This design comes from an exercise in tuning for small area on the open sky130 flow, not from production work.
Function was checked by simulation only, so behaviour that the tests miss may differ from the original.
Some runs may be left out. An edit can pass the tests and still lose a function that they never use.

### PDN straps and rails, run 1

Pins as bars on the die edge. Tap cells in grey.
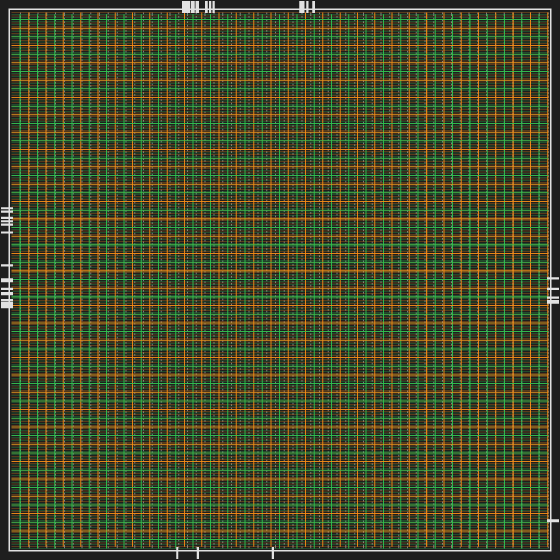
### Cell classes on the final placement, run 1

Scale bar: 200 microns.
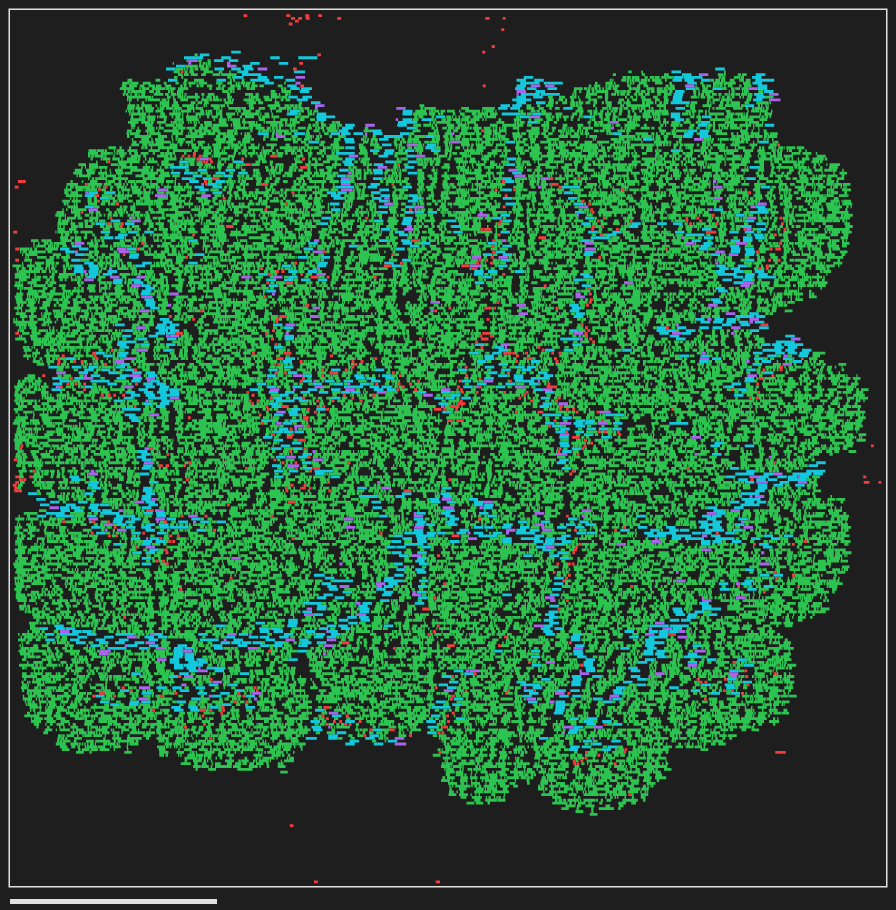
### Clock distribution, run 1

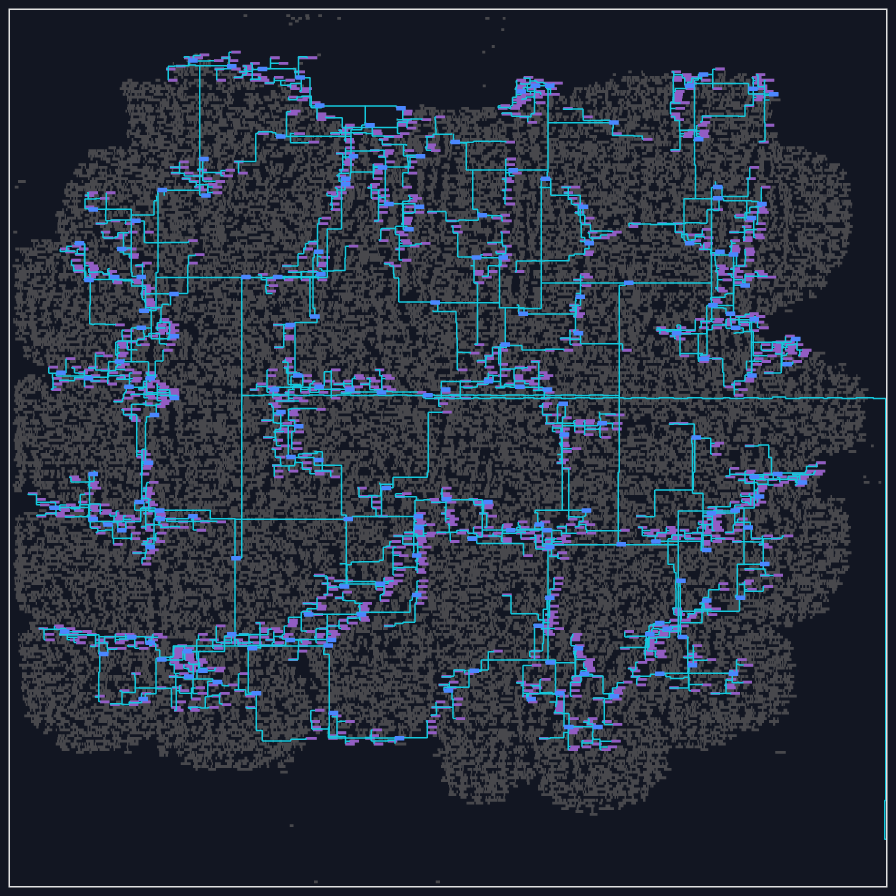
File: config.mk
export PLATFORM = sky130hd
export DESIGN_NAME = fir_top
export DESIGN_NICKNAME = fir_top
export VERILOG_FILES = /design/flow/design.v
export SDC_FILE = /design/flow/constraint.sdc
export NUM_CORES = 4
export LEC_CHECK = 0
export CAP_MARGIN = 20
export CORE_MARGIN = 2
export CORE_UTILIZATION = 40
export SLEW_MARGIN = 20
File: constraint.sdc
create_clock -name core_clock -period 12.0 [get_ports {clk}]
set_input_delay 2.4000 -clock core_clock [delete_from_list [all_inputs] [get_ports {clk}]]
set_output_delay 2.4000 -clock core_clock [all_outputs]
set_load 0.01 [all_outputs]
File: design.v
module mult12x16 (
  input  logic [11:0] Din,
  input  logic [15:0] Coeff,
  output logic [27:0] Product
);
localparam XOR_VAL = 28'hFFFFFFF;
logic [15:0][27:0]  next_r;
logic [27:0] 	      next_r2;
logic [15:0]        b;
genvar  i;
integer j;
generate
  for (i=0; i < 16; i++) begin
    assign next_r[i] = (b[i] == 1) ? (Din << i) : 28'd0;
  end
endgenerate
always_comb begin
  if (Coeff[15]) begin
    b = (Coeff ^ XOR_VAL) + 16'd1;
    Product = (next_r2 ^ XOR_VAL) + 16'd1;
  end
  else begin
    b = Coeff;
    Product = next_r2;
  end
end
always_comb begin
  next_r2 = '0;
  for (j = 0; j < 16; j=j+1) begin
    next_r2 = next_r2 + next_r[j];
  end
end
endmodule
module fir_transpose #(
  parameter NUMTAPS = 32
)(
  input   logic               clk,             
  input   logic               rst_n,           
  input   logic [NUMTAPS-1:0][15:0]  coefficients,
  input   logic [11:0]        din,             
  output  logic [11:0]        dout             
);
logic signed  [NUMTAPS-1:0][27:0]  product_c;
logic signed  [NUMTAPS-1:0][27:0]  sum_r;
integer i;
integer l;
genvar  k;
generate
  for (k = 0; k < NUMTAPS; k=k+1) begin : generate_multipliers
    mult12x16 multiplier (
      .Din(din),
      .Coeff(coefficients[NUMTAPS-k-1]),
      .Product(product_c[k])
    );
  end
endgenerate
always_ff @(posedge clk or negedge rst_n) begin
  if (~rst_n) begin
    for (l = 0; l < NUMTAPS; l=l+1) begin
      sum_r[l] <= '0;
    end    
  end
  else begin
    sum_r[0] <= product_c[0];
    for (i = 1; i < NUMTAPS; i=i+1) begin
      sum_r[i] <= sum_r[i-1] + $signed(product_c[i]);
    end
  end
end
assign dout = sum_r[NUMTAPS-1][26:15];
endmodule
module fir_coeff_reg #(
  parameter NUMTAPS = 32
)(
  input   logic                      clk,
  input   logic                      rst_n,
  input   logic [7:0]                write_address,
  input   logic [15:0]               write_data,
  input   logic                      write_en,
  output  logic [NUMTAPS-1:0][15:0]  fir_coeff
);
integer i;
always_ff @(posedge clk or negedge rst_n) begin
  if (~rst_n) begin
    for (i = 0; i < NUMTAPS; i = i + 1) begin
      fir_coeff[i] <= '0;
    end
  end
  else begin
    for (i = 0; i < NUMTAPS; i = i + 1) begin
      if (write_en && write_address == 8'h50 + i) begin
        fir_coeff[i] <= write_data;
      end
    end
  end
end
endmodule
module fir_top (
  input   logic clk,
  input   logic rst_n,
  input   logic [11:0] din,
  output  logic [11:0] dout,
  input   logic        coef_we,
  input   logic [7:0]  coef_addr,
  input   logic [15:0] coef_data
);
logic [11:0]        din_r;
logic [11:0]        dout_r;
logic [31:0][15:0]  fir_coeff;
logic       [11:0]  fir_dout;
fir_transpose #(
  .NUMTAPS(32)
)
fir_filter (
  .clk(clk),
  .rst_n(rst_n),
  .coefficients(fir_coeff),
  .din(din_r),
  .dout(fir_dout)
);
fir_coeff_reg #(
  .NUMTAPS(32)
)
coeff_reg (
  .clk(clk),
  .rst_n(rst_n),
  .write_address(coef_addr),
  .write_data(coef_data),
  .write_en(coef_we),
  .fir_coeff(fir_coeff)
);
always_ff @(posedge clk or negedge rst_n) begin
  if (~rst_n) begin
    din_r   <= '0;
    dout_r  <= '0;
  end
  else begin
    din_r   <= din;
    dout_r  <= fir_dout;
  end
end
assign dout = dout_r;
endmodule
File: run.sh
#!/bin/bash
# synth_recipe.tcl (not shown) runs the flow's synth.tcl, then flattens the netlist and writes it again
# the make line also repeats each setting of config.mk as NAME=value (left out here)
make -C /OpenROAD-flow-scripts/flow DESIGN_CONFIG=/design/flow/config.mk WORK_HOME=/design/flow/orfs CLKGATE_MAP_FILE= SYNTH_SCRIPT=/design/flow/synth_recipe.tcl finish
==> run summary, run 1 <==
cell count after synthesis 31690; max cap viols 0; fraction of area in multi-input gates 75.45%; clk cell area share under 10%; crit start category flip-flop; Non-clk invs 4312; DR iter-0 viols 12290; Die H 847.2 microns; Worst slew margin 22.56%; cells on worst reg2reg path 47; via/cell ratio between 5 and 6; Seq area share roughly 11%; max incr delay on CP 0.51 ns; Hold Startpoint fir_filter.sum_r[886]$_DFF_PN0_; Final Hold Fails 0; critical path class flip-flop to flip-flop; Vias 214700; multiplexer area fraction after synthesis 1.813%; I/O pin count 51; max reg flops approximately 850; CTS root buf clkbuf_16; Filler Cell Count 69440; Worst Hold End dout_r[3]$_DFF_PN0_; WHS 0.3530 ns; CLK BUF 224; vias in the first global route 226400; Worst-Margin Slew 1.162 ns; Async SR Flop Fraction 100.0%; total global-route track usage 21.39%; R2R Setup Slk about 1.1 ns; Post-synth EDFFs 0; Compound-Gate Fraction of Synth Area roughly 8.9%; most common cell after layout, fill and taps aside nand2_1; crit path from coeff_reg.fir_coeff[1]$_DFFE_PN0P_; antenna-violating nets left 0; RSZ-0062 raised after global routing no; top cell category multi-input combinational cells; Final min period approximately 11 ns; tap cells 9485; post-cts repair resize count 0; CP endpoint fir_filter.sum_r[894]$_DFF_PN0_; CTS Buf Count about 180; post-synthesis sequential area ratio 12.19%; Yosys cell types 107; final WL 761800 microns; H-tree levels 4; Finish-stage setup viols 0; starting density of the core 40.15%; initial antenna violation count 52; Yosys warning count 4; post-detail-place hpwl approximately 580000 microns; CP required 12.82 ns; status timing/DRC/antenna clean; crit-path most repeated cell a21oi_1; Seq cells 1385; worst flop-to-flop path endpoint fir_filter.sum_r[894]$_DFF_PN0_; Slew Viols, Final 0; XOR/XNOR Fraction of Synth Area around 8.1%; flop and latch count out of synthesis 1385; Fmax 0.09192 GHz; Tightest Hold Check Type flip-flop to flip-flop; CTS tree done; DIE AREA between 700000 and 800000 sq um; family with the most delay on the worst path compound AO/OA/AOI/OAI gates; largest family of logic cells by synthesized area adder cells; multi-input logic area 229000 sq um; buffering overhead under 10%; fin crit share 90.65%; clock-pin slew on the worst setup and hold paths around 0.06 ns; Area growth syn-to-layout 6.731%; first-pass GRT wire length 1239000 microns; CP Data Arrival Time 11.70 ns; first drt pass iteration count 6; hold_buf cts 0; storage element area roughly 35000 sq um; Non-clock buffers 595; Buf+Inv Stages, Crit Path 7; setup_tns 0 ns; final net count about 38000; DP Worst Slack roughly 1.3 ns
## Picture notes: 'PDN straps and rails'
Key: VSS = green; VDD = orange
62 straps on met4. 310 met1 rails follow the rows. 61 straps on met5. 51 signal pins sit on the boundary.

## Picture notes: 'Cell classes on the final placement'
Key: clock drivers and dummy loads = purple [cells 329, share of their area 2.2%]; sequential cells = cyan [cells 1385, share of their area 12%]; combinational and other logic = green [cells 28836, share of their area 84%]; remaining buffers and delay cells = red [cells 595, share of their area 1.7%]
core area: 708300 sq um
FP Rows: 309

## Picture notes: 'Clock distribution'
Key: clock wires = cyan [length 25.5 mm]; flip-flops = purple [count 1385]; clock drivers = blue [count 182]
There are 183 routed clock nets. Position of the flops: all over the die.
Clock Latency Late Sink: 0.96 ns

-- run 1: per-layer routing --
metal	up-vias	part of all wire, %	track usage (%)
met1	109600	43	28.02
li1	99100	-	-
met5	-	0.011	0.05289
met2	4969	49	36.94
met3	1023	5.1	2.522
met4	14	3.3	6.850
-- run 1: per-stage QoR --
step           std cells  utilization (%)  cell area [sq um]
2_1_floorplan      31690                -             284400
3_3_place_gp       40290            41.79             296000
3_5_place_dp       40300            41.84             296400
5_1_grt            40660            42.83             303400
6_report           40730            42.86             303500
4_1_cts            40630            42.75             302800
-- run 1: Yosys cell counts (53+ instances only) --
cell type | instances | area share [%]
nor4_1 | 57 | 0.13
fa_1 | 4534 | 32
nand3_1 | 242 | 0.43
o21ai_0 | 1043 | 1.8
a21o_1 | 436 | 1.2
clkbuf_1 | 1456 | 1.9
o211ai_1 | 60 | 0.16
or4_1 | 91 | 0.24
xor2_1 | 619 | 1.9
nand2b_1 | 540 | 1.2
o31ai_1 | 298 | 0.79
xnor2_1 | 2000 | 6.2
and2_1 | 1541 | 3.4
a21oi_1 | 947 | 1.7
nand4_1 | 60 | 0.13
o21a_1 | 181 | 0.48
o21bai_1 | 193 | 0.51
a31oi_1 | 108 | 0.24
a211oi_1 | 115 | 0.30
and3_1 | 121 | 0.27
ha_1 | 2743 | 12
or3_1 | 220 | 0.48
nor3_1 | 329 | 0.58
or2_2 | 143 | 0.31
nand2_1 | 4929 | 6.5
nor2b_1 | 800 | 1.8
nand3b_1 | 53 | 0.14
mux2_2 | 450 | 1.8
dfrtp_1 | 1385 | 12
o41ai_1 | 122 | 0.38
nor2_1 | 900 | 1.2
inv_1 | 4311 | 5.7
-- run 1: kinds of logic (layout without fill, tap and decap cells) --
family | count (synthesis) | count (layout)
adder cells (fa/ha/maj) | 7277 | 7277
AND/OR/NAND/NOR | 10210 | 10210
multiplexers | 459 | 459
XOR/XNOR | 2629 | 2629
flip-flops | 1385 | 1385
buffers and inverters | 5781 | 5236
AO/OA/AOI/OAI | 3953 | 3953
other | 0 | 99
### Wires after detailed routing, run 1

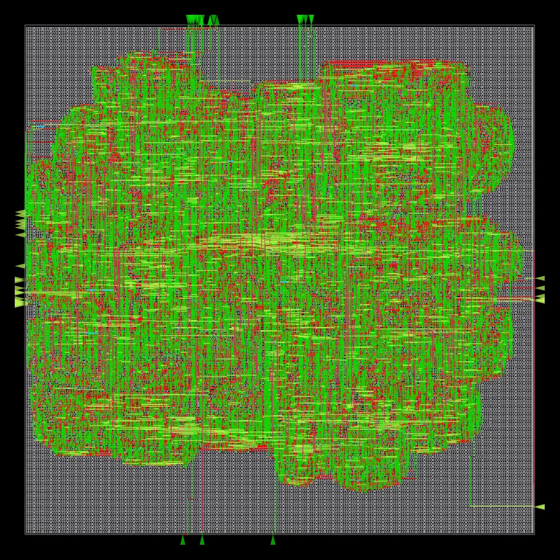

## Run 2: large edit since run 1, in outline
design.v: 143 -> 1131 lines; modules unchanged: 0
  coef_dec: new, 17 lines
  mult12x16: edited, 33 -> 145 lines
  fir_transpose: edited, 38 -> 55 lines
  mac_first: new, 262 lines
  mac_stage: new, 287 lines
  mac_last: new, 272 lines
  fir_coeff_reg: edited, 26 -> 32 lines
  fir_top: edited, 46 -> 61 lines
==> module fir_top as of run 2 <==
module fir_top (
  input   logic clk,
  input   logic rst_n,
  input   logic [11:0] din,
  output  logic [11:0] dout,
  input   logic        coef_we,
  input   logic [7:0]  coef_addr,
  input   logic [15:0] coef_data
);
logic [31:0][15:0]  fir_coeff;
logic [31:0]        fir_valid;
logic [11:0]        sum_hi_n;
logic [11:0]        dout_r;
logic [11:0] d_r;
logic [13:1] m3_r;
logic [12:1] n1_r;
wire  [13:0] m3_c = {1'b0, din, 1'b0} + {2'b00, din};
wire  [12:0] n1_c = 13'd0 - {1'b0, din};
always_ff @(posedge clk) begin
  d_r  <= din;
  m3_r <= m3_c[13:1];
  n1_r <= n1_c[12:1];
end
wire [11:0] m1 = d_r;
wire [13:0] m3 = {m3_r, d_r[0]};
wire [12:0] n1 = {n1_r, d_r[0]};
fir_transpose #(
  .NUMTAPS(32)
)
fir_filter (
  .clk(clk),
  .rst_n(rst_n),
  .coefficients(fir_coeff),
  .valid(fir_valid),
  .m1(m1),
  .m3(m3),
  .n1(n1),
  .sum_hi_n(sum_hi_n)
);
fir_coeff_reg #(
  .NUMTAPS(32)
)
coeff_reg (
  .clk(clk),
  .rst_n(rst_n),
  .write_address(coef_addr),
  .write_data(coef_data),
  .write_en(coef_we),
  .fir_coeff(fir_coeff),
  .fir_valid(fir_valid)
);
always_ff @(posedge clk or negedge rst_n) begin
  if (~rst_n) begin
    dout_r  <= '0;
  end
  else begin
    dout_r  <= ~sum_hi_n;
  end
end
assign dout = dout_r;
endmodule
==> module coef_dec as of run 2 <==
module coef_dec (
  input  logic [15:0] coef,
  input  logic        valid,
  output logic [23:0] sel    
);
  genvar k;
  generate
    for (k = 0; k < 7; k = k + 1) begin : g_d
      assign sel[3*k]   = valid &  coef[2*k] & ~coef[2*k+1];
      assign sel[3*k+1] = valid & ~coef[2*k] &  coef[2*k+1];
      assign sel[3*k+2] = valid &  coef[2*k] &  coef[2*k+1];
    end
  endgenerate
  assign sel[21] = valid &  coef[14] & ~coef[15];
  assign sel[22] = valid &  coef[14] &  coef[15];
  assign sel[23] = valid & ~coef[14] &  coef[15];
endmodule
==> module mac_first as of run 2 <==
module mac_first #(
  parameter logic [26:0] K = 27'd0
)(
  input  logic clk,
  input  logic rst_n,
  input  logic [110:0] ppn,
  output logic [26:0] r_out
);
  wire n1 = 1'b1 ^ ppn[0];
  wire n2 = 1'b1 & ppn[0];
  wire n3 = 1'b1 ^ ppn[1] ^ n2;
  wire n4 = (1'b1 & ppn[1]) | (1'b1 & n2) | (ppn[1] & n2);
  wire n5 = 1'b1 ^ ppn[14] ^ ppn[2];
  wire n6 = (1'b1 & ppn[14]) | (1'b1 & ppn[2]) | (ppn[14] & ppn[2]);
  wire n7 = n5 ^ n4;
  wire n8 = n5 & n4;
  wire n9 = 1'b1 ^ ppn[15] ^ ppn[3];
  wire n10 = (1'b1 & ppn[15]) | (1'b1 & ppn[3]) | (ppn[15] & ppn[3]);
  wire n11 = n6 ^ n9 ^ n8;
  wire n12 = (n6 & n9) | (n6 & n8) | (n9 & n8);
  wire n13 = 1'b1 ^ ppn[16] ^ ppn[28];
  wire n14 = (1'b1 & ppn[16]) | (1'b1 & ppn[28]) | (ppn[16] & ppn[28]);
  wire n15 = ppn[4] ^ n10 ^ n13;
  wire n16 = (ppn[4] & n10) | (ppn[4] & n13) | (n10 & n13);
  wire n17 = n15 ^ n12;
  wire n18 = n15 & n12;
  wire n19 = ppn[17] ^ ppn[29] ^ ppn[5];
  wire n20 = (ppn[17] & ppn[29]) | (ppn[17] & ppn[5]) | (ppn[29] & ppn[5]);
  wire n21 = n14 ^ n19 ^ n16;
  wire n22 = (n14 & n19) | (n14 & n16) | (n19 & n16);
  wire n23 = n21 ^ n18;
  wire n24 = n21 & n18;
  wire n25 = ppn[18] ^ ppn[30] ^ ppn[42];
  wire n26 = (ppn[18] & ppn[30]) | (ppn[18] & ppn[42]) | (ppn[30] & ppn[42]);
  wire n27 = ppn[6] ^ n20 ^ n25;
  wire n28 = (ppn[6] & n20) | (ppn[6] & n25) | (n20 & n25);
  wire n29 = n27 ^ n22 ^ n24;
  wire n30 = (n27 & n22) | (n27 & n24) | (n22 & n24);
  wire n31 = 1'b1 ^ ppn[19] ^ ppn[31];
  wire n32 = (1'b1 & ppn[19]) | (1'b1 & ppn[31]) | (ppn[19] & ppn[31]);
  wire n33 = ppn[43] ^ ppn[7] ^ n26;
  wire n34 = (ppn[43] & ppn[7]) | (ppn[43] & n26) | (ppn[7] & n26);
  wire n35 = n31 ^ n28 ^ n33;
  wire n36 = (n31 & n28) | (n31 & n33) | (n28 & n33);
  wire n37 = n35 ^ n30;
  wire n38 = n35 & n30;
  wire n39 = ppn[20] ^ ppn[32] ^ ppn[44];
  wire n40 = (ppn[20] & ppn[32]) | (ppn[20] & ppn[44]) | (ppn[32] & ppn[44]);
  wire n41 = ppn[56] ^ ppn[8] ^ n32;
  wire n42 = (ppn[56] & ppn[8]) | (ppn[56] & n32) | (ppn[8] & n32);
  wire n43 = n39 ^ n34 ^ n41;
  wire n44 = (n39 & n34) | (n39 & n41) | (n34 & n41);
  wire n45 = n36 ^ n43 ^ n38;
  wire n46 = (n36 & n43) | (n36 & n38) | (n43 & n38);
  wire n47 = 1'b1 ^ ppn[21] ^ ppn[33];
  wire n48 = (1'b1 & ppn[21]) | (1'b1 & ppn[33]) | (ppn[21] & ppn[33]);
  wire n49 = ppn[45] ^ ppn[57] ^ ppn[9];
  wire n50 = (ppn[45] & ppn[57]) | (ppn[45] & ppn[9]) | (ppn[57] & ppn[9]);
  wire n51 = n40 ^ n47 ^ n49;
  wire n52 = (n40 & n47) | (n40 & n49) | (n47 & n49);
  wire n53 = n42 ^ n51 ^ n44;
  wire n54 = (n42 & n51) | (n42 & n44) | (n51 & n44);
  wire n55 = n53 ^ n46;
  wire n56 = n53 & n46;
  wire n57 = ppn[10] ^ ppn[22] ^ ppn[34];
  wire n58 = (ppn[10] & ppn[22]) | (ppn[10] & ppn[34]) | (ppn[22] & ppn[34]);
  wire n59 = ppn[46] ^ ppn[58] ^ ppn[70];
  wire n60 = (ppn[46] & ppn[58]) | (ppn[46] & ppn[70]) | (ppn[58] & ppn[70]);
  wire n61 = n48 ^ n50 ^ n57;
  wire n62 = (n48 & n50) | (n48 & n57) | (n50 & n57);
  wire n63 = n59 ^ n52 ^ n61;
  wire n64 = (n59 & n52) | (n59 & n61) | (n52 & n61);
  wire n65 = n63 ^ n54 ^ n56;
  wire n66 = (n63 & n54) | (n63 & n56) | (n54 & n56);
  wire n67 = 1'b1 ^ ppn[11] ^ ppn[23];
  wire n68 = (1'b1 & ppn[11]) | (1'b1 & ppn[23]) | (ppn[11] & ppn[23]);
  wire n69 = ppn[35] ^ ppn[47] ^ ppn[59];
  wire n70 = (ppn[35] & ppn[47]) | (ppn[35] & ppn[59]) | (ppn[47] & ppn[59]);
  wire n71 = ppn[71] ^ n58 ^ n60;
  wire n72 = (ppn[71] & n58) | (ppn[71] & n60) | (n58 & n60);
  wire n73 = n67 ^ n69 ^ n62;
  wire n74 = (n67 & n69) | (n67 & n62) | (n69 & n62);
  wire n75 = n71 ^ n64 ^ n73;
  wire n76 = (n71 & n64) | (n71 & n73) | (n64 & n73);
  wire n77 = n75 ^ n66;
  wire n78 = n75 & n66;
  wire n79 = ppn[12] ^ ppn[24] ^ ppn[36];
  wire n80 = (ppn[12] & ppn[24]) | (ppn[12] & ppn[36]) | (ppn[24] & ppn[36]);
  wire n81 = ppn[48] ^ ppn[60] ^ ppn[72];
  wire n82 = (ppn[48] & ppn[60]) | (ppn[48] & ppn[72]) | (ppn[60] & ppn[72]);
  wire n83 = ppn[84] ^ n68 ^ n70;
  wire n84 = (ppn[84] & n68) | (ppn[84] & n70) | (n68 & n70);
  wire n85 = n79 ^ n81 ^ n72;
  wire n86 = (n79 & n81) | (n79 & n72) | (n81 & n72);
  wire n87 = n83 ^ n74 ^ n85;
  wire n88 = (n83 & n74) | (n83 & n85) | (n74 & n85);
  wire n89 = n76 ^ n87 ^ n78;
  wire n90 = (n76 & n87) | (n76 & n78) | (n87 & n78);
  wire n91 = 1'b1 ^ ppn[13] ^ ppn[25];
  wire n92 = (1'b1 & ppn[13]) | (1'b1 & ppn[25]) | (ppn[13] & ppn[25]);
  wire n93 = ppn[37] ^ ppn[49] ^ ppn[61];
  wire n94 = (ppn[37] & ppn[49]) | (ppn[37] & ppn[61]) | (ppn[49] & ppn[61]);
  wire n95 = ppn[73] ^ ppn[85] ^ n80;
  wire n96 = (ppn[73] & ppn[85]) | (ppn[73] & n80) | (ppn[85] & n80);
  wire n97 = n82 ^ n91 ^ n93;
  wire n98 = (n82 & n91) | (n82 & n93) | (n91 & n93);
  wire n99 = n84 ^ n95 ^ n97;
  wire n100 = (n84 & n95) | (n84 & n97) | (n95 & n97);
  wire n101 = n86 ^ n99 ^ n88;
  wire n102 = (n86 & n99) | (n86 & n88) | (n99 & n88);
  wire n103 = n101 ^ n90;
  wire n104 = n101 & n90;
  wire n105 = ppn[26] ^ ppn[38] ^ ppn[50];
  wire n106 = (ppn[26] & ppn[38]) | (ppn[26] & ppn[50]) | (ppn[38] & ppn[50]);
  wire n107 = ppn[62] ^ ppn[74] ^ ppn[86];
  wire n108 = (ppn[62] & ppn[74]) | (ppn[62] & ppn[86]) | (ppn[74] & ppn[86]);
  wire n109 = ppn[98] ^ n92 ^ n94;
  wire n110 = (ppn[98] & n92) | (ppn[98] & n94) | (n92 & n94);
  wire n111 = n105 ^ n107 ^ n96;
  wire n112 = (n105 & n107) | (n105 & n96) | (n107 & n96);
  wire n113 = n109 ^ n98 ^ n111;
  wire n114 = (n109 & n98) | (n109 & n111) | (n98 & n111);
  wire n115 = n100 ^ n113 ^ n102;
  wire n116 = (n100 & n113) | (n100 & n102) | (n113 & n102);
  wire n117 = n115 ^ n104;
  wire n118 = n115 & n104;
  wire n119 = 1'b1 ^ ppn[27] ^ ppn[39];
  wire n120 = (1'b1 & ppn[27]) | (1'b1 & ppn[39]) | (ppn[27] & ppn[39]);
  wire n121 = ppn[51] ^ ppn[63] ^ ppn[75];
  wire n122 = (ppn[51] & ppn[63]) | (ppn[51] & ppn[75]) | (ppn[63] & ppn[75]);
  wire n123 = ppn[87] ^ ppn[99] ^ n106;
  wire n124 = (ppn[87] & ppn[99]) | (ppn[87] & n106) | (ppn[99] & n106);
  wire n125 = n108 ^ n119 ^ n121;
  wire n126 = (n108 & n119) | (n108 & n121) | (n119 & n121);
  wire n127 = n110 ^ n123 ^ n125;
  wire n128 = (n110 & n123) | (n110 & n125) | (n123 & n125);
  wire n129 = n112 ^ n127 ^ n114;
  wire n130 = (n112 & n127) | (n112 & n114) | (n127 & n114);
  wire n131 = n129 ^ n116 ^ n118;
  wire n132 = (n129 & n116) | (n129 & n118) | (n116 & n118);
  wire n133 = ppn[100] ^ ppn[40] ^ ppn[52];
  wire n134 = (ppn[100] & ppn[40]) | (ppn[100] & ppn[52]) | (ppn[40] & ppn[52]);
  wire n135 = ppn[64] ^ ppn[76] ^ ppn[88];
  wire n136 = (ppn[64] & ppn[76]) | (ppn[64] & ppn[88]) | (ppn[76] & ppn[88]);
  wire n137 = n120 ^ n122 ^ n133;
  wire n138 = (n120 & n122) | (n120 & n133) | (n122 & n133);
  wire n139 = n135 ^ n124 ^ n126;
  wire n140 = (n135 & n124) | (n135 & n126) | (n124 & n126);
  wire n141 = n137 ^ n128 ^ n139;
  wire n142 = (n137 & n128) | (n137 & n139) | (n128 & n139);
  wire n143 = n141 ^ n130 ^ n132;
  wire n144 = (n141 & n130) | (n141 & n132) | (n130 & n132);
  wire n145 = 1'b1 ^ ppn[101] ^ ppn[41];
  wire n146 = (1'b1 & ppn[101]) | (1'b1 & ppn[41]) | (ppn[101] & ppn[41]);
  wire n147 = ppn[53] ^ ppn[65] ^ ppn[77];
  wire n148 = (ppn[53] & ppn[65]) | (ppn[53] & ppn[77]) | (ppn[65] & ppn[77]);
  wire n149 = ppn[89] ^ n134 ^ n136;
  wire n150 = (ppn[89] & n134) | (ppn[89] & n136) | (n134 & n136);
  wire n151 = n145 ^ n147 ^ n138;
  wire n152 = (n145 & n147) | (n145 & n138) | (n147 & n138);
  wire n153 = n149 ^ n140 ^ n151;
  wire n154 = (n149 & n140) | (n149 & n151) | (n140 & n151);
  wire n155 = n142 ^ n153 ^ n144;
  wire n156 = (n142 & n153) | (n142 & n144) | (n153 & n144);
  wire n157 = ppn[102] ^ ppn[54] ^ ppn[66];
  wire n158 = (ppn[102] & ppn[54]) | (ppn[102] & ppn[66]) | (ppn[54] & ppn[66]);
  wire n159 = ppn[78] ^ ppn[90] ^ n146;
  wire n160 = (ppn[78] & ppn[90]) | (ppn[78] & n146) | (ppn[90] & n146);
  wire n161 = n148 ^ n157 ^ n150;
  wire n162 = (n148 & n157) | (n148 & n150) | (n157 & n150);
  wire n163 = n159 ^ n152 ^ n161;
  wire n164 = (n159 & n152) | (n159 & n161) | (n152 & n161);
  wire n165 = n154 ^ n163 ^ n156;
  wire n166 = (n154 & n163) | (n154 & n156) | (n163 & n156);
  wire n167 = ppn[103] ^ ppn[55] ^ ppn[67];
  wire n168 = (ppn[103] & ppn[55]) | (ppn[103] & ppn[67]) | (ppn[55] & ppn[67]);
  wire n169 = ppn[79] ^ ppn[91] ^ n158;
  wire n170 = (ppn[79] & ppn[91]) | (ppn[79] & n158) | (ppn[91] & n158);
  wire n171 = n167 ^ n160 ^ n169;
  wire n172 = (n167 & n160) | (n167 & n169) | (n160 & n169);
  wire n173 = n162 ^ n171 ^ n164;
  wire n174 = (n162 & n171) | (n162 & n164) | (n171 & n164);
  wire n175 = n173 ^ n166;
  wire n176 = n173 & n166;
  wire n177 = ppn[104] ^ ppn[68] ^ ppn[80];
  wire n178 = (ppn[104] & ppn[68]) | (ppn[104] & ppn[80]) | (ppn[68] & ppn[80]);
  wire n179 = ppn[92] ^ n168 ^ n177;
  wire n180 = (ppn[92] & n168) | (ppn[92] & n177) | (n168 & n177);
  wire n181 = n170 ^ n179 ^ n172;
  wire n182 = (n170 & n179) | (n170 & n172) | (n179 & n172);
  wire n183 = n181 ^ n174 ^ n176;
  wire n184 = (n181 & n174) | (n181 & n176) | (n174 & n176);
  wire n185 = 1'b1 ^ ppn[105] ^ ppn[69];
  wire n186 = (1'b1 & ppn[105]) | (1'b1 & ppn[69]) | (ppn[105] & ppn[69]);
  wire n187 = ppn[81] ^ ppn[93] ^ n178;
  wire n188 = (ppn[81] & ppn[93]) | (ppn[81] & n178) | (ppn[93] & n178);
  wire n189 = n185 ^ n180 ^ n187;
  wire n190 = (n185 & n180) | (n185 & n187) | (n180 & n187);
  wire n191 = n189 ^ n182 ^ n184;
  wire n192 = (n189 & n182) | (n189 & n184) | (n182 & n184);
  wire n193 = 1'b1 ^ ppn[106] ^ ppn[82];
  wire n194 = (1'b1 & ppn[106]) | (1'b1 & ppn[82]) | (ppn[106] & ppn[82]);
  wire n195 = ppn[94] ^ n186 ^ n193;
  wire n196 = (ppn[94] & n186) | (ppn[94] & n193) | (n186 & n193);
  wire n197 = n188 ^ n195 ^ n190;
  wire n198 = (n188 & n195) | (n188 & n190) | (n195 & n190);
  wire n199 = n197 ^ n192;
  wire n200 = n197 & n192;
  wire n201 = ppn[107] ^ ppn[83] ^ ppn[95];
  wire n202 = (ppn[107] & ppn[83]) | (ppn[107] & ppn[95]) | (ppn[83] & ppn[95]);
  wire n203 = n194 ^ n201 ^ n196;
  wire n204 = (n194 & n201) | (n194 & n196) | (n201 & n196);
  wire n205 = n203 ^ n198 ^ n200;
  wire n206 = (n203 & n198) | (n203 & n200) | (n198 & n200);
  wire n207 = 1'b1 ^ ppn[108] ^ ppn[96];
  wire n208 = (1'b1 & ppn[108]) | (1'b1 & ppn[96]) | (ppn[108] & ppn[96]);
  wire n209 = n202 ^ n207 ^ n204;
  wire n210 = (n202 & n207) | (n202 & n204) | (n207 & n204);
  wire n211 = n209 ^ n206;
  wire n212 = n209 & n206;
  wire n213 = ppn[109] ^ ppn[97] ^ n208;
  wire n214 = (ppn[109] & ppn[97]) | (ppn[109] & n208) | (ppn[97] & n208);
  wire n215 = n213 ^ n210 ^ n212;
  wire n216 = (n213 & n210) | (n213 & n212) | (n210 & n212);
  wire n217 = 1'b1 ^ ppn[110] ^ n214;
  wire n218 = n217 ^ n216;
  logic [26:0] r_nx;
  assign r_nx[0] = n1;
  assign r_nx[1] = n3;
  assign r_nx[2] = n7;
  assign r_nx[3] = n11;
  assign r_nx[4] = n17;
  assign r_nx[5] = n23;
  assign r_nx[6] = n29;
  assign r_nx[7] = n37;
  assign r_nx[8] = n45;
  assign r_nx[9] = n55;
  assign r_nx[10] = n65;
  assign r_nx[11] = n77;
  assign r_nx[12] = n89;
  assign r_nx[13] = n103;
  assign r_nx[14] = n117;
  assign r_nx[15] = n131;
  assign r_nx[16] = n143;
  assign r_nx[17] = n155;
  assign r_nx[18] = n165;
  assign r_nx[19] = n175;
  assign r_nx[20] = n183;
  assign r_nx[21] = n191;
  assign r_nx[22] = n199;
  assign r_nx[23] = n205;
  assign r_nx[24] = n211;
  assign r_nx[25] = n215;
  assign r_nx[26] = n218;
  always_ff @(posedge clk or negedge rst_n) begin
    if (~rst_n) begin
      r_out <= K[26:0];
    end else begin
      r_out <= r_nx;
    end
  end
endmodule
--- a/config.mk
+++ b/config.mk
@@ -6,4 +6,5 @@
 export NUM_CORES = 4
 export LEC_CHECK = 0
+export ABC_AREA = 1
 export CAP_MARGIN = 20
 export CORE_MARGIN = 2
### Wires after detailed routing, run 2

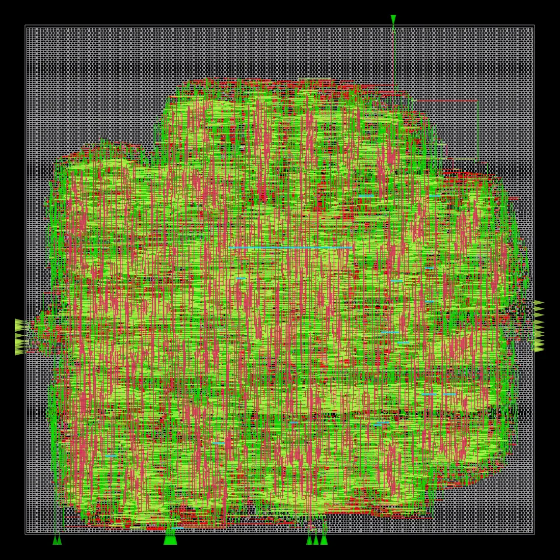
wl on met1: 274400 microns
total global-route track usage: 34.97%
met3 wire len: 137300 microns

### Clock distribution, run 2

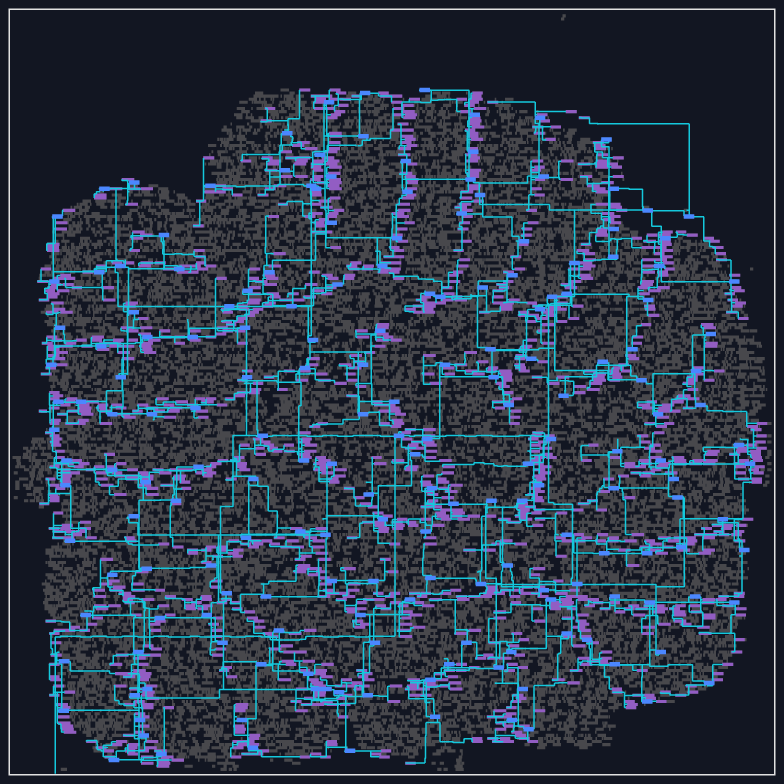
Key: flip-flops = purple [count 1441]; clock drivers = blue [count 188]; clock wires = cyan [length 26.0 mm]
There are 189 routed clock nets. Position of the flops: all over the die.

==> run 2 against run 1 <==
  * Wire length grew 5.8%
  * Sequential cell count rose by 56
  * Global-route usage rose by 14 points
  * Count of clock-buffer cells in the layout increased by 30
  * Synthesized area shrank 37%
  * Maximum frequency rose by 12%
  * Critical path type unchanged
==> run summary, run 2 <==
Tightest Hold Check Type flip-flop to flip-flop; H-tree levels 4; Post-synth EDFFs 512; Area growth syn-to-layout 7.869%; via/cell ratio around 6.5; crit start category flip-flop; CTS tree done; max reg flops approximately 500; vias in the first global route about 160k; met1 usage 43.77%; Placed Cells incl. Taps between 20000 and 25000; Yosys cell types 38; Async SR Flop Fraction just over 60%; Final Non-Filler Cells 24410; max incr delay on CP 0.94 ns; commonest cells in the netlist 4382 x inv_1, 3393 x fa_1, 1612 x a22oi_1, 1402 x o21ai_0, 1263 x o22ai_1; busiest grt layer met2; critical path class flip-flop to flip-flop; family with the most delay on the worst path adder cells; Clock Latency Late Sink 1.00 ns; fin crit share 80.68%; Post-CTS Setup Inserts 0; CTS root buf clkbuf_16; Final Hold Fails 0; DR iter-0 viols 27990; Die H 672.9 microns; RSZ-0062 raised after global routing no; flop and latch count out of synthesis ~1400; post-synthesis sequential area ratio 21.79%; Fmax 0.1033 GHz; Yosys top cell area share 37.95%; status timing/DRC/antenna clean; setup_tns 0 ns; cell count after synthesis 18820; crit-path most repeated cell fa_1; GR Layer Usage met3 15.34%; met2 layer usage reported by global route 48.00%; crit path from d_r[2]$_DFF_P_; starting density of the core 40.18%; CTS Buf Count approximately 190; Final Instance Area between 150000 and 200000 sq um; Buf+Inv Stages, Crit Path 9; core area approximately 450000 sq um; Finish-stage setup viols 0; post-cts repair resize count 0; Worst slew margin roughly an eighth; first drt pass iteration count 13; clock-pin slew on the worst setup and hold paths 0.07 ns; cells on worst reg2reg path 36; initial antenna violation count 74; CP Data Arrival Time 10.52 ns; DIE AREA 452800 sq um; I/O pin count 51; FP Rows about 250; CP required 12.84 ns; Yosys warning count 34; cell with the most instances after synthesis inv_1; Slew Viols, Final 0; Final min period 9.682 ns; Filler Cell Count between 40000 and 50000
### Cell classes on the final placement, run 2

Scale bar: 200 microns.
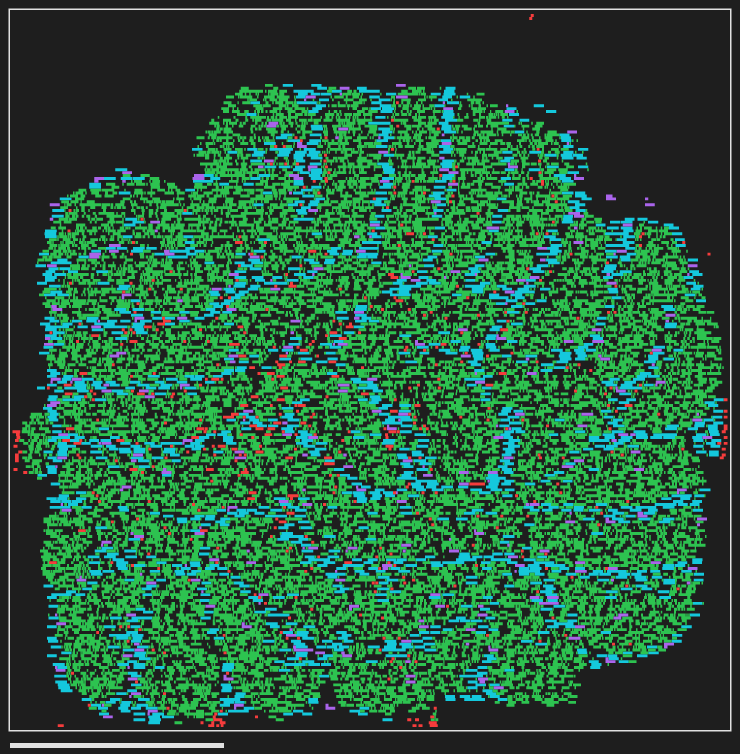
post-layout util: 43.34%
Seq area share: 20.26%

### Metal layers overlaid, run 2

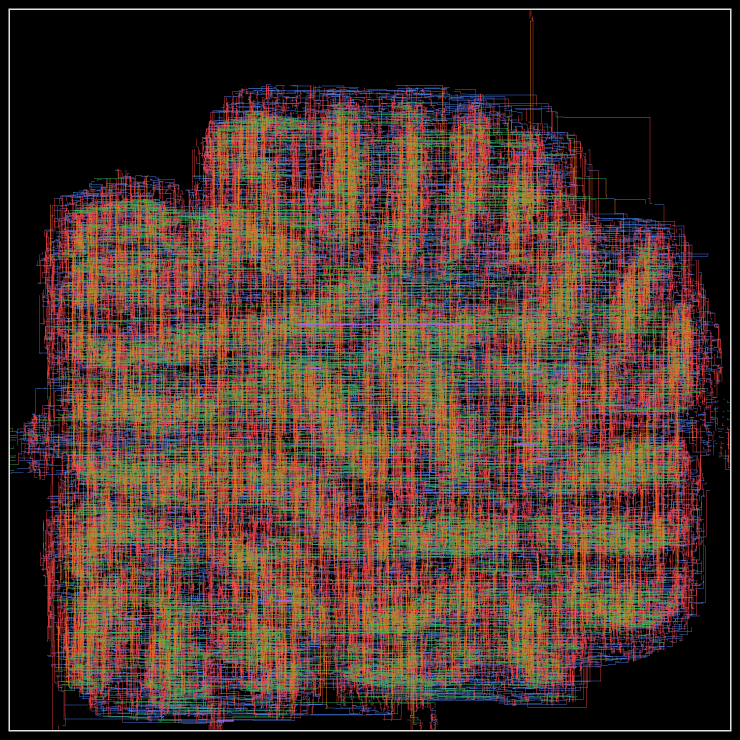
Key: metal 1 = blue [wire length 274 mm]; metal 3 = green [wire length 137 mm]; metal 5 = purple [wire length 370 microns]; metal 2 = red [wire length 324 mm]; metal 4 = orange [wire length 70.4 mm]
Vias: 159500
final WL: 806100 microns
routed length per instance: 33.02 microns

-- run 2: changes by cell type in the layout (fill, tap and decap cells not counted), sizes merged, moves of 552 or more --
cell   previous run  this run
xor2            619        67
dfrtp          1385       454
nor2b           802         0
o22ai            13      1263
nand2          4929       457
ha             2743       444
xnor2          2001        79
a22oi             8      1612
and2           1541         1
fa             4534      3393
-- run 2: worst register-to-register path: cells and delay by family, from the launching register on --
family	cells	cell delay, ns
AO/OA/AOI/OAI	1	0.48
adder cells (fa/ha/maj)	24	6.77
flip-flops	1	0.94
buffers and inverters	9	0.98
XOR/XNOR	2	0.34
-- run 2: kinds of logic (layout without fill, tap and decap cells) --
group | count (synthesis) | after routing | share of synthesized area [%]
buffers and inverters | 5832 | 5349 | 12.48
AO/OA/AOI/OAI | 5747 | 5747 | 19.64
adder cells (fa/ha/maj) | 3837 | 3837 | 41.06
AND/OR/NAND/NOR | 1812 | 1812 | 4.322
flip-flops | 1441 | 1441 | 21.79
XOR/XNOR | 146 | 146 | 0.7145
other | 0 | 154 | 0
-- run 2: through the flow --
stage | worst slack (ns)
after CTS | 2.459
after global routing | 1.702
final | 2.318
after global placement | 2.484
after floorplan | 3.573
after detailed placement | 2.475
-- run 2: path summary, 6_finish.rpt --
kind	end	slack, ns
setup reg to reg	fir_filter.u_s0.r_out[26]$_DFF_PN0_	2.32
hold / removal	dout_r[9]$_DFF_PN0_	0.41
min in group asynchronous	fir_filter.u_s5.r_out[12]$_DFF_PN0_	1.37
max in group asynchronous	fir_filter.u_s30.r_out[13]$_DFF_PN0_	8.61
setup / recovery	fir_filter.u_s0.r_out[26]$_DFF_PN0_	2.32
hold reg to reg	dout_r[9]$_DFF_PN0_	0.41
-- run 2: cell type report --
type / instances / area [sq um] / area share, %
flip-flops and latches: 1441 / 39120 / 20.26
inverters: 4464 / 16940 / 8.772
repair buffers: 536 / 5040 / 2.610
clock buffers: 254 / 5384 / 2.789
clock inverters: 95 / 940.9 / 0.4874
multi-input cells: 11540 / 117800 / 61.04
diodes: 154 / 385.4 / 0.1996
well taps: 5928 / 7417 / 3.842

==> what the ideal ports hide <==
No port has a modelled driver above. Below, the same layouts with a new extraction and two added sets of constraints. Step 1, drivers: a clkbuf_16 drives clk and a buf_2 each remaining input, both assumed. Step 2 adds t to the input delays and takes it off the output delays; t is the mean of the earliest and latest rising clock arrival at the registers after step 1. Input paths then give back, and output paths get back, about the clock's delay inside the block. a / b / c = no drivers / after step 1 / after step 2; a / b = the first two.
run	t (ns)	slack for setup (ns)	latest minus earliest clock arrival (ns)	slew at the worst register clock pin (ns)	worst data-port slew with drivers (ns)
run 1	1.077	1.121 / 1.121 / 1.121	0.071 / 0.071	0.08 / 0.08	0.17
run 2	1.089	2.318 / 2.318 / 2.318	0.084 / 0.085	0.07 / 0.07	0.05
After both steps setup and hold are still met in every run listed.
